What follows belongs to an exercise in optimizing a design on an open flow for small area, a short achievable clock period and few clock cycles; a production flow would make more cautious choices. The RTL was checked by simulation tests, not by an equivalence proof against the original design.

===== design/flow/design.v =====
module Multiplier20(A, B, M) ; 
input signed [19:0] A, B ;
output signed [39:0] M ;
assign M = A * B ;
endmodule 
module CONV_TMR(
    clk, accumulate,
    _idata, kernel, bias, 
    cdata_wr0
) ;
input clk, accumulate ;
input signed [19:0] _idata, kernel, bias ;
output signed [19:0] cdata_wr0 ;
wire signed [19:0] _cdata_wr0 ;
wire signed [39:0] __cdata_wr0, M ;
reg signed [39:0] convolution ;
assign __cdata_wr0 = convolution + {bias[19], bias[19], bias[19], bias[19], bias, 16'b0} ;
assign _cdata_wr0 = __cdata_wr0[35:16] + {19'b0, __cdata_wr0[15]} ;
assign cdata_wr0 = (_cdata_wr0[19]) ? 0 : _cdata_wr0 ;          
Multiplier20 M0(.A(_idata), .B(kernel), .M(M)) ;
always @(posedge clk) begin                  
	if (accumulate)
		convolution <= convolution + M ;
	else 
		convolution <= 0 ;
end
endmodule 
module Voter20(
    A, B, C, V,
    error
) ;
input [19:0] A, B, C ;
output reg [1:0] error ;
output reg [19:0] V ;
wire [19:0] V0, V1, V2 ;
assign E0 = (A==B) ;
assign E1 = (A==C) ; 
assign E2 = (B==C) ;
always @(*) begin
    if (!E0 & E2) begin           
        V <= B ;
        error <= 1 ;
    end
    else if (!E0 & E1) begin      
        V <= A ;
        error <= 2 ;
    end
    else if (E0 & !E1) begin      
        V <= A ;
        error <= 3 ;
    end
    else begin                    
        V <= A ;
        error <= 0 ;    
    end 
end
endmodule 
module Layer0(
	reset, clk, ready, busy, 
	idata, 
	cwr0,  ZCR_complete, Finish0,
	iaddr,
	cdata_wr0, caddr_wr0
) ;  
input reset, clk, ready, busy ; 
input signed [19:0] idata ; 
output cwr0, Finish0 ; 
output reg ZCR_complete ;
output reg signed [11:0] caddr_wr0 ;
output signed [11:0] iaddr ; 
output signed [19:0] cdata_wr0 ; 	     
wire en_9sdc ;
wire [1:0] error ;
wire signed [19:0] kernel, _idata, bias ; 
wire signed [19:0] cdata_wrA, cdata_wrB, cdata_wrC ;
reg signed [7:0] X_coord, Y_coord  ;	     
reg signed [7:0] X_add, Y_add ;             
reg [2:0] cs, ns ;
reg [3:0] _9sdc ; 
reg signed [11:0] correction ;                      
reg signed [19:0] kernel0, kernel1 ;
reg [39:0] convolution ;
assign _ZCR_complete = !X_coord[7] & X_coord[6] & Y_coord[7] ;  
always @(posedge clk) begin
	ZCR_complete <= _ZCR_complete ;
end
always @ (posedge clk or posedge reset) 
	if (reset) 
		cs <= 0 ; 
	else 
		cs <= ns ; 
always @ (*)  begin 
	case (cs)
		3'd0 : ns <= {1'b0, 1'b0, ready} ; 
		3'd1 : ns <= {1'b0, _9sdc[3], !(_9sdc[3] & !_ZCR_complete)} ;           
		3'd2 : ns <= 3'd1 ; 
		3'd3 : ns <= 3'd4 ;
		3'd4 : ns <= {2'b10, _9sdc[3]} ; 
		3'd5 : ns <= {1'b1, ZCR_complete, 1'b0} ; 
		default : ns <= 0 ; 
	endcase 
end 
always @ (posedge clk)
	if (en_9sdc) 
		_9sdc <= _9sdc + 1 ; 
	else
		_9sdc <= 0 ; 
assign cwr0 = (cs==3'd2) | (cs==3'd3) | (cs==3'd5) ; 
assign iaddr_en = (cs==3'd2) | (cs==3'd3) | (cs==3'd5) ; 
assign coord_en = (cs==3'd1) |(cs==3'd2) | (cs==3'd4) | (cs==3'd5) ;
assign en_9sdc = (cs==3'd1) | (cs==3'd4) ;
assign accumulate = (cs==3'd1) | (cs==3'd4) ;
assign Finish0 = (cs==3'd6) ;
always @(*) begin
	case (_9sdc)
		4'd0 :  begin
			X_add <= 1 ; Y_add <= 0 ; 
		end
		4'd1 : begin
			X_add <= 1 ; Y_add <= 0 ;
		end
		4'd2 : begin
			X_add <= -2 ; Y_add <= -1 ;
		end 
		4'd3 : begin
			X_add <= 1 ; Y_add <= 0 ;
		end
		4'd4 : begin
			X_add <= 1 ; Y_add <= 0 ;
		end
		4'd5 : begin
			X_add <= -2 ; Y_add <= -1 ;
		end
		4'd6 : begin
			X_add <= 1 ; Y_add <= 0 ;
		end
		4'd7 : begin
			X_add <= 1 ; Y_add <= 0 ;
		end
		4'd8 : begin
			X_add <= (X_coord==64) ? -65 : -1 ; 
			Y_add <= (X_coord==64) ? ((Y_coord==-1) ? 65 : 1) : 2 ;
		end
		default: begin
			X_add <= 0 ; 
			Y_add <= 0 ;
		end
	endcase
end
always @(posedge clk or posedge reset) begin            
	if(reset) begin
		X_coord <= -1 ;
		Y_coord <= 64 ;
	end
	else if(coord_en) begin
		X_coord <= X_coord + X_add ;
		Y_coord <= Y_coord + Y_add ;
	end
	else begin
		X_coord <= X_coord ;
		Y_coord <= Y_coord ;
	end
end
assign iaddr = caddr_wr0 + correction ;
always @(*) begin
	case (_9sdc)
		4'd0 : correction <= -65 ;
		4'd1 : correction <= -64 ;
		4'd2 : correction <= -63 ;
		4'd3 : correction <= -1 ;
		4'd4 : correction <= 0 ; 
		4'd5 : correction <= 1 ;
		4'd6 : correction <= 63 ;
		4'd7 : correction <= 64 ;
		4'd8 : correction <= 65 ;
		default: correction <= 0 ;
	endcase
end
always @(posedge clk or posedge reset) begin        
 	if (reset) begin
		caddr_wr0 <= 0 ;
 	end
	else if(iaddr_en)
		caddr_wr0 <= caddr_wr0 + 1 ;
	else 
		caddr_wr0 <= caddr_wr0 ;
end
assign idata_sel = (X_coord[6] | X_coord[7]) | (Y_coord[6] | Y_coord[7]) ;       
assign _idata = (idata_sel) ? 0 : idata ;          
assign kernel = (cs[2]) ? kernel1 : kernel0 ;
assign bias = (cs[2]) ? 20'hF7295 : 20'h01310 ;
always @(*) begin                             
	case(_9sdc)
	 	4'd0 : kernel0 <= 20'h0A89E ;
		4'd1 : kernel0 <= 20'h092D5 ;
		4'd2 : kernel0 <= 20'h06D43 ;
		4'd3 : kernel0 <= 20'h01004 ;
		4'd4 : kernel0 <= 20'hF8F71 ;
		4'd5 : kernel0 <= 20'hF6E54 ;
		4'd6 : kernel0 <= 20'hFA6D7 ;
		4'd7 : kernel0 <= 20'hFC834 ;
		4'd8 : kernel0 <= 20'hFAC19 ; 
		default : kernel0 <= 0 ;
	endcase
end
always @(*) begin                             
	case(_9sdc)
	 	4'd0 : kernel1 <= 20'hFDB55 ;
		4'd1 : kernel1 <= 20'h02992 ;
		4'd2 : kernel1 <= 20'hFC994 ;
		4'd3 : kernel1 <= 20'h050FD ;
		4'd4 : kernel1 <= 20'h02F20 ;
		4'd5 : kernel1 <= 20'h0202D ;
		4'd6 : kernel1 <= 20'h03BD7 ;
		4'd7 : kernel1 <= 20'hFD369 ;
		4'd8 : kernel1 <= 20'h05E68 ; 
		default : kernel1 <= 0 ;
	endcase
end
CONV_TMR T0 (
	clk, accumulate, 
    _idata, kernel, bias, 
    cdata_wrA
) ;
CONV_TMR T1 (
	clk, accumulate, 
    _idata, kernel, bias, 
    cdata_wrB
) ;
CONV_TMR T2 (
	clk, accumulate, 
    _idata, kernel, bias, 
    cdata_wrC
) ;
Voter20 V0(
	cdata_wrA, cdata_wrB, cdata_wrC, cdata_wr0,
    error
) ;
endmodule 
module Layer1(clk, reset, finish, crd, cwr, csel, caddr_rd, cdata_rd, caddr_wr, cdata_wr, Finish);
input clk, reset, finish;
input [19:0] cdata_rd;
output reg crd, cwr;
output reg [2:0]  csel;
output reg [11:0] caddr_rd, caddr_wr;
output reg [19:0] cdata_wr;
output Finish;
reg [11:0] addr;
reg [2:0] cs, ns;
reg [2:0] countS1;
reg [5:0] countS2;
reg count_ker, enS1, enS2;
wire switch, count_en;
parameter S0=3'b000, S1=3'b001, S2=3'b010, S3=3'b011, S4=3'b100;
always @ (posedge clk or posedge reset)
	if (reset)
		countS1 <= 3'd0;
	else if(countS1==4 || cs ==4)
		countS1 <= 3'd0;
	else if(enS1&&ns==1)	
		countS1 <= countS1 + 3'd1;
	else
		countS1 <= countS1;
always @ (*)
	case(countS1)
	3'b000: addr <= 1;
	3'b001: addr <= 63;
	3'b010: addr <= 1;
	3'b011: addr <= -63;
	default: addr <= 0;
	endcase
always @ (posedge clk or posedge reset)
	if (reset)
		countS2 <= 6'd0;
	else if (cs==4)
		countS2 <= 6'd0;
	else if(enS2)	
		countS2 <= countS2 + 6'd1;
	else
		countS2 <= countS2;
always @ (posedge clk or posedge reset)
	if(reset)
		caddr_rd <= -1;
	else if(count_en)
		caddr_rd <= (countS2==63) ? (caddr_rd + 1) : (caddr_rd + addr);
	else
		caddr_rd <= caddr_rd;
always @ (posedge clk or posedge reset) 
	if(reset) 
		cs <= S0 ;
	else 
		cs <= ns ;
always @ (*)
	case(cs)
		S0:begin
			csel <= 3'b000;
			crd <= 1'b0;
			cwr <= 1'b0;
			enS1 <= 1'b0;
			enS2 <= 1'b0;
			end
		S1:begin
			csel <= (~count_ker) ? 3'b010 : 3'b001;
			crd <= 1'b1;
			cwr <= 1'b0;
			enS1 <= 1'b1;
			enS2 <= 1'b0;
			end
		S2:begin
			csel <= (~count_ker) ? 3'b100 : 3'b011;
			crd <= 1'b0;
			cwr <= 1'b1;
			enS1 <= 1'b1;
			enS2 <= 1'b1;
			end
		S3:begin
			csel <= 3'b000;
			crd <= 1'b0;
			cwr <= 1'b0;
			enS1 <= 1'b1;
			enS2 <= 1'b1;
			end
		S4:begin
			csel <= 3'b000;
			crd <= 1'b0;
			cwr <= 1'b0;
			enS1 <= 1'b0;
			enS2 <= 1'b0;
			end
		default:begin
			csel <= 3'b000;
			enS1 <= 1'b1;
			enS2 <= 1'b0;
			crd <= 1'b0;
			cwr <= 1'b0;
			end
	endcase
always @ (posedge clk or posedge reset)
	if(reset)
		cdata_wr <= 20'd0;
	else if (cs ==3 || cs ==4)
		cdata_wr <= 20'd0;
	else if (enS1 || enS2)
		cdata_wr <= (cdata_rd > cdata_wr) ? cdata_rd : cdata_wr;
	else 
		cdata_wr <= 20'd0;
always @ (*) 
	if (reset) 
		ns <= S0 ;
	else begin
		case (cs) 
			S0: ns <= (finish) ? S1 : S0;
			S1: ns <= (countS1==3) ? S2 : S1;
			S2: ns <= (switch) ? S4 : S3;
			S3: ns <= S1;
			S4: ns <= (count_ker) ? S0 : S1;
			default: ns <= S0;
		endcase 
	end 
always @ (posedge clk or posedge reset)
	if(reset)
		caddr_wr <= 12'd0;
	else if(switch && ns==4)
		caddr_wr <= 12'd0;
	else if(cwr)
		caddr_wr <= caddr_wr + 1;
	else
		caddr_wr <= caddr_wr;
always @ (posedge clk or posedge reset)
	if(reset)
		count_ker <= 1;
	else if(switch && cs==3)
		count_ker <= count_ker + 1;
	else
		count_ker <= count_ker;
assign count_en = (ns==1) ? 1'b1 : 1'b0;
assign switch = &(caddr_wr[9:0]);
assign Finish = (cs==S4) && (ns==S0);
endmodule
module Layer2(clk, reset, Finish1, 
    crd2, cwr2, csel2, 
    caddr_rd2, cdata_rd, 
    caddr_wr2, cdata_wr2, 
    Finish2
);
input clk, reset, Finish1 ; 
input [19:0] cdata_rd ;
output Finish2, crd2, cwr2 ;
output reg [2:0] csel2 ;
output reg [11:0] caddr_wr2, caddr_rd2 ;
output reg [19:0] cdata_wr2 ;
reg [2:0] cs, ns ;
always @(posedge clk or posedge reset) begin
    if(reset)
        cs <= 0 ;
    else 
        cs <= ns ;
end
always @(*) begin
    case (cs)
        3'd0 : ns <= {2'b0, Finish1} ;
        3'd1 : ns <= 3'd2 ;
        3'd2 : ns <= 3'd3 ;
        3'd3 : ns <= 3'd4 ;
        3'd4 : ns <= {&caddr_wr2[10:0], 2'b01} ; 
        default : ns <= 0 ;
    endcase
end 
assign crd2 = (cs==1) | (cs==3) ;
assign cwr2 = (cs==2) | (cs==4) ;
assign caddr_wr2_en = (cs==2) | (cs==4) ;
assign Finish2 = (cs==5) ;
always @(*) begin
    case (cs)
        3'd1 : csel2 <= 3 ;
        3'd2 : csel2 <= 5 ;
        3'd3 : csel2 <= 4 ;
        3'd4 : csel2 <= 5 ;
        default : csel2 <= 0 ;
    endcase
end
always @(posedge clk or posedge reset) begin
    if(reset)
        caddr_rd2 <= 0 ;
    else if (cs==3)
        caddr_rd2 <= caddr_rd2 + 1 ;
    else 
        caddr_rd2 <= caddr_rd2 ;
end
always @(posedge clk or posedge reset) begin
    if(reset)
        caddr_wr2 <= 0 ;
    else if (caddr_wr2_en) 
        caddr_wr2 <= caddr_wr2 + 1 ;
    else 
        caddr_wr2 <= caddr_wr2 ;
end
always @(posedge clk or posedge reset) begin
    if(reset)
        cdata_wr2 <= 0 ;
    else 
        cdata_wr2 <= cdata_rd ;
end
endmodule
module MCC(
    clk, reset, ready,
    ZCR_complete, Finish1, Finish2,               
    busy, 
    csel, csel1, csel2, 
    cwr0, cwr1, cwr2,                      
    caddr_wr0, caddr_wr1, caddr_wr2,
    cdata_wr0, cdata_wr1, cdata_wr2,
    crd1, crd2,                            
    caddr_rd1, caddr_rd2,
    cwr, crd,                              
    caddr_wr, caddr_rd,
    cdata_wr
) ;
input clk, reset, ready ;
input ZCR_complete, Finish1, Finish2 ;               
input [2:0] csel1, csel2 ;
output reg busy ;
output cwr, crd ;
output reg [2:0] csel ;
output reg [11:0] caddr_wr, caddr_rd ;
output reg [19:0] cdata_wr ; 
input cwr0, cwr1, cwr2 ;
input [11:0] caddr_wr0, caddr_wr1, caddr_wr2 ;
input [19:0] cdata_wr0, cdata_wr1, cdata_wr2 ;
input [11:0] caddr_rd1, caddr_rd2 ;
input crd1, crd2 ;
reg [2:0] cs, ns ;
always @(posedge clk or posedge reset) begin
    if(reset)
        cs <= 0 ;
    else 
        cs <= ns ;
end 
always @(*) begin
    case(cs)
        3'd0 : ns <= {2'b0, ready} ;
        3'd1 : ns <= {1'b0, ZCR_complete, !ZCR_complete} ;      
        3'd2 : ns <= {2'b01, ZCR_complete} ;                    
        3'd3 : ns <= {Finish1, !Finish1, !Finish1} ;            
        3'd4 : ns <= {!Finish2, 2'b0} ;                         
        default : ns <= 0 ;
    endcase
end 
always @(posedge clk) begin
    if (reset)
        busy <= 0 ;
    else if (cs==0)
        busy <= ready ;
    else 
        busy <= busy ;
end
assign cwr = cwr0 | cwr1 | cwr2 ;
assign crd = crd1 | crd2 ;
always @(*) begin
    case(cs)
        3'd0 : csel <= 0 ;
        3'd1 : csel <= 3'b001 ;
        3'd2 : csel <= 3'b010 ;
        3'd3 : csel <= csel1 ;
        3'd4 : csel <= csel2 ;
        default : csel <= 0 ;
    endcase 
end
always @(*) begin
    case(csel)
        3'd1 : begin 
            caddr_wr <= caddr_wr0 ; cdata_wr <= cdata_wr0 ; caddr_rd <= caddr_rd1 ;  
        end
        3'd2 : begin
            caddr_wr <= caddr_wr0 ; cdata_wr <= cdata_wr0 ; caddr_rd <= caddr_rd1 ; 
        end 
        3'd3 : begin
            caddr_wr <= caddr_wr1 ; cdata_wr <= cdata_wr1 ; caddr_rd <= caddr_rd2 ; 
        end
        3'd4 : begin
            caddr_wr <= caddr_wr1 ; cdata_wr <= cdata_wr1 ; caddr_rd <= caddr_rd2 ; 
        end
        3'd5 : begin
            caddr_wr <= caddr_wr2 ; cdata_wr <= cdata_wr2 ; caddr_rd <= caddr_rd2 ;
        end
        default : begin
            caddr_wr <= 0 ; cdata_wr <= 0 ; caddr_rd <= 0 ; 
        end
    endcase 
end
endmodule 
module  top(
	input		clk,
	input		reset,
	output		busy,	
	input		ready,	
	output	[11:0]	iaddr,
	input	[19:0]	idata,	
	output	 	cwr,
	output	[11:0] 	caddr_wr,
	output	[19:0] 	cdata_wr,
	output	 	crd,
	output	[11:0] 	caddr_rd,
	input	[19:0] 	cdata_rd,
	output	[2:0] 	csel
	);
wire  [11:0] caddr_wr0, caddr_wr1, caddr_wr2 ;
wire [19:0] cdata_wr0, cdata_wr1, cdata_wr2 ;
wire [2:0] csel1, csel2 ;
wire [11:0] caddr_rd1, caddr_rd2 ;
Layer0 L0 (
	reset, clk, ready, busy, 
	idata, 
	cwr0,  ZCR_complete, Finish0,
	iaddr,
	cdata_wr0, caddr_wr0
) ;  
MCC M0 (
    clk, reset, ready,
    ZCR_complete, Finish1, Finish2,               
    busy, 
    csel, csel1, csel2, 
    cwr0, cwr1, cwr2,                      
    caddr_wr0, caddr_wr1, caddr_wr2,
    cdata_wr0, cdata_wr1, cdata_wr2,
    crd1, crd2,                            
    caddr_rd1, caddr_rd2,
    cwr, crd,                              
    caddr_wr, caddr_rd,
    cdata_wr
) ;
Layer1 L1 (
	clk, reset, Finish0, 
	crd1, cwr1, csel1,
	caddr_rd1, cdata_rd, caddr_wr1, cdata_wr1, 
	Finish1
) ;
Layer2 L2(clk, reset, Finish1, 
    crd2, cwr2, csel2, 
    caddr_rd2, cdata_rd, 
    caddr_wr2, cdata_wr2, 
    Finish2
);
endmodule

===== design/flow/constraint.sdc =====
create_clock -name core_clock -period 11.0 [get_ports {clk}]
set_input_delay 2.2000 -clock core_clock [delete_from_list [all_inputs] [get_ports {clk}]]
set_output_delay 2.2000 -clock core_clock [all_outputs]
set_load 0.01 [all_outputs]

===== design/flow/run.sh =====
#!/bin/bash
# synth_recipe.tcl (not shown) runs the flow's synth.tcl, then flattens the netlist and writes it again
# the make line also repeats each setting of config.mk as NAME=value (left out here)
make -C /OpenROAD-flow-scripts/flow DESIGN_CONFIG=/design/flow/config.mk WORK_HOME=/design/flow/orfs CLKGATE_MAP_FILE= SYNTH_SCRIPT=/design/flow/synth_recipe.tcl finish

===== design/flow/config.mk =====
export PLATFORM = sky130hd
export DESIGN_NAME = top
export DESIGN_NICKNAME = top
export VERILOG_FILES = /design/flow/design.v
export SDC_FILE = /design/flow/constraint.sdc
export NUM_CORES = 4
export LEC_CHECK = 0
export CAP_MARGIN = 20
export CORE_MARGIN = 2
export CORE_UTILIZATION = 40
export PLACE_DENSITY = 0.6
export SLEW_MARGIN = 20

### Gate families picked out

Drawn at 1.5 px/µm.
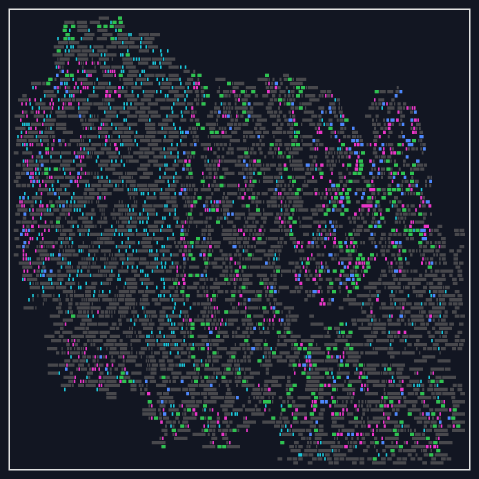
family	colour	cells	most used
xor and xnor cells	green	325	xnor2_1
and/or cells	blue	180	and2_1
nand cells	magenta	528	nand2_1
inv cells	cyan	562	inv_1

==> out/metrics.cfg <==
[logic_synthesis]
synthFlopType=dfxtp_1
synth_warnings=24
synth-xor-area-share=0.0780
synth-simple-area-share=0.175
synth_mux_area_frac=0.0155
async_reset_ff_frac=0.481
synthTopCellsByArea=fa_1 21%, ha_1 11%, dfxtp_1 8.2%
synth_edf_count=0
synthesis.area_um2=36500
synth_largest_area_cell=fa_1
synth.distinct_cells=102
synth_top_cell_area_share=0.211
yosysMostFrequentCell=inv_1
synth_cells=4281
synth-adder-area-share=0.326
synth-compound-area-share=0.154
synth_top_family_by_area=adder cells
postSynthAreaPerCell_um2=8.52
ys_seq_elements=287
syn-num-nets=5041
seq_area_frac_synth=0.177
synth_commonest_cells=560 x inv_1, 495 x nor2_1, 385 x fa_1

[clock_network]
clockBufferDepth=3
clk_latency_ps=560
htreeDepth=2
clk_pin_slew_ps=60
cts_sinks=287
numCtsBuffers=37
clock-root-buffer=clkbuf_16
cts_setup_buffers=0
cts_resized=0
cts_hold_buf=0
cts_tree=built

[sta]
setup_violations=0
drv_slew=0
relSlewSlack=0.222
setup_ws_ps=438
hold_violations=0
whs_ps=472
grt_setup_unrepaired=false
fin_crit_ps=10560
fmax_mhz=94.7
fin_skew_ps=25.4
worst_slew_pin_slew_ps=1160
post-route-period-util=0.960

[finish]
buffer_area_frac=0.0565
postLayoutCellArea_um2=41000
multi_input_area_share=0.668
fin_nets=5199
nMultiInputCombCells=3279
n_all_inverters=562
syn_to_final_growth_pct=12.2
multiInputGateArea_um2=27400
nFlopsAndLatches=287
drive_gt1_frac=0.0727
diodes=0
layout.area.top_class=multi-input gates
nNonClkBuffers=272
n_clock_buffer=48
most-common-layout-cells=559 x inv_1, 495 x nor2_1, 385 x fa_1
seq_area_frac=0.158
n_fill_cell=8773
final_common_cell=inv_1
regArea_um2=6460
instances_no_fill=5644
clock_area_frac=0.0297

[placed_design]
gp_congestion=0.947
post-place-ws_ps=-67.0
port-buffer-count=104
placed_cell_area_um2=39700
hpwl_um=80600
dpl.cell_count=5576

[floorplan]
initial_core_util=0.405
io_pins=105
die_h_um=306
die_w_um=306
tap_cells=1176
die-area_um2=93700
core_um2=90100
row_count=110

[setup_path]
cp_num_buf_inv=3
worstSetupPathType=reg2out
crit_path_max_fanout=24
crit_slowest_cell=dfrtp_2
end_kind=primary output
worst_path_largest_cell_delay_ps=850
crit_top_cell=nand4_1
crit_chain=clkinv_1 -> buf_4 -> ha_1 -> nand4_1 -> a211oi_1 -> o32ai_1 -> xnor2_1 -> or3b_2 -> nor4_2 -> o22ai_1 -> or4b_1 -> o211ai_1 -> and3_1 -> nand4_1 -> o2111ai_1 -> o311ai_1 -> clkdlybuf4s50_1
startpoint_type=flop
crit_family=simple AND/OR/NAND/NOR gates
worstPathRequired_ps=8800
cp.arrival_ps=8360

[detailed_routing]
wl_met1_um=46600
drtIter0Drc=2102
wl_per_cell_um=17.4
wl_met2_um=43600
dr.pass1.iters=8
wirelength_um=98500
met3WireLength_um=5650
num_vias=30300
vias_per_cell=5.37
top_layer=met5
drtAntennaViolNets=0
drc_errors=0

[global_routing]
use_met3=0.0276
grt.overflow.total=0
grt_util_met1=0.298
grt_pass1_vias=29900
grtUsageTotal=0.210
gr-usage-met2=0.337
busiest_layer=met2
grt_antenna_before_repair=3
grt_start_max_net_pins=77
grt_first_pass_wirelength_um=160000

[worst_hold_path]
min_path_type=reg2reg

[job]
maxCapViolations=0

[outcome]
status=no timing/DRC/antenna violations

Testbench counts, summed over its fixed seeds: cycles 1,204,248.
### M2 wires

Drawn at 2 px/µm.
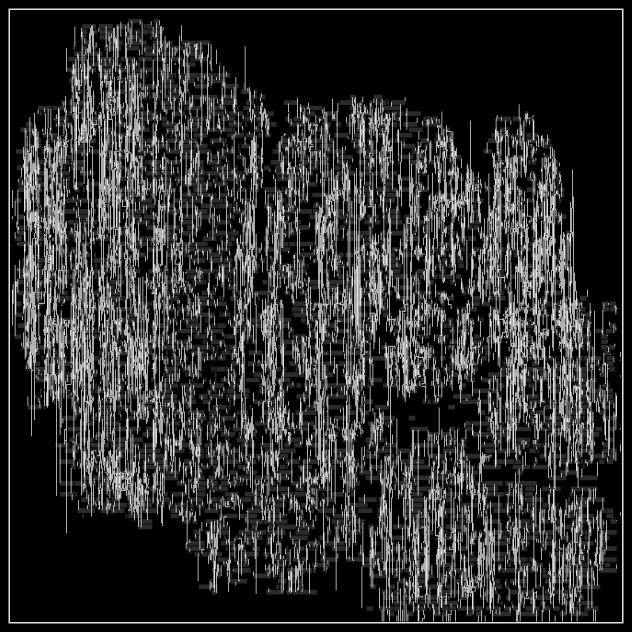
main direction	vertical
share of all routed wire	44%
wire length on this layer	43.6 mm
nets with wire on the layer	4274
longest straight run	87.4 µm

registers in the layout, indices dropped and copies added (netlist names), 4 cells and up:
name	count
L0.T0.convolution	36
L0.T1.convolution	36
L0.T2.convolution	36
L1.cdata_wr	20
L2.cdata_wr2	20
L0.kernel0	17
L0.kernel1	14
L0.caddr_wr0	12
L1.caddr_rd	12
L1.caddr_wr	12
L2.caddr_rd2	12
L2.caddr_wr2	12
L0.X_coord	8
L0.Y_coord	8
L1.countS2	6
L0._9sdc	4
L0.correction	4
path summary, 6_finish.rpt:
check	from	endpoint	slack, ps	depth (start not counted)
setup / recovery	L0.cs[2]	cdata_wr[6]	440	17
hold / removal	L1.countS2[5]	L1.countS2[5]	470	1
setup reg to reg	L0.cs[2]	L0.T2.convolution[34]	1190	34
hold reg to reg	L1.countS2[5]	L1.countS2[5]	470	1
max in group asynchronous	reset	L1.caddr_wr[7]	7310	3
min in group asynchronous	reset	M0.cs[0]	2390	2
per-stage QoR:
stage / setup TNS (ps) / utilization
6_report: 0 / 0.454
5_1_grt: 0 / 0.454
4_1_cts: 0 / 0.454
3_5_place_dp: -90.6 / 0.441
3_3_place_gp: -107 / 0.441
2_1_floorplan: 0 / -

[static timing again, ports no longer ideal]
Ports are ideal in the flow. The routed layout listed here was re-timed in OpenROAD. Step 1 assumes that a clkbuf_16 drives the clock port and a buf_2 every other input. Step 2 also shifts input and output timing later by t, the mid clock arrival at the registers, as if the neighbouring blocks saw the same clock. a / b / c = no drivers / after step 1 / after step 2; a / b = the first two.
shift t [ns]: 0.615
setup slack, ns: 0.438 / 0.368 / -0.057
cell pins on the clock port's net: 1
Met with ideal ports but missed after step 2: setup timing in this run. For this run, drivers alone change the setup slack by -0.070 ns; drivers and shift together by -0.495 ns.
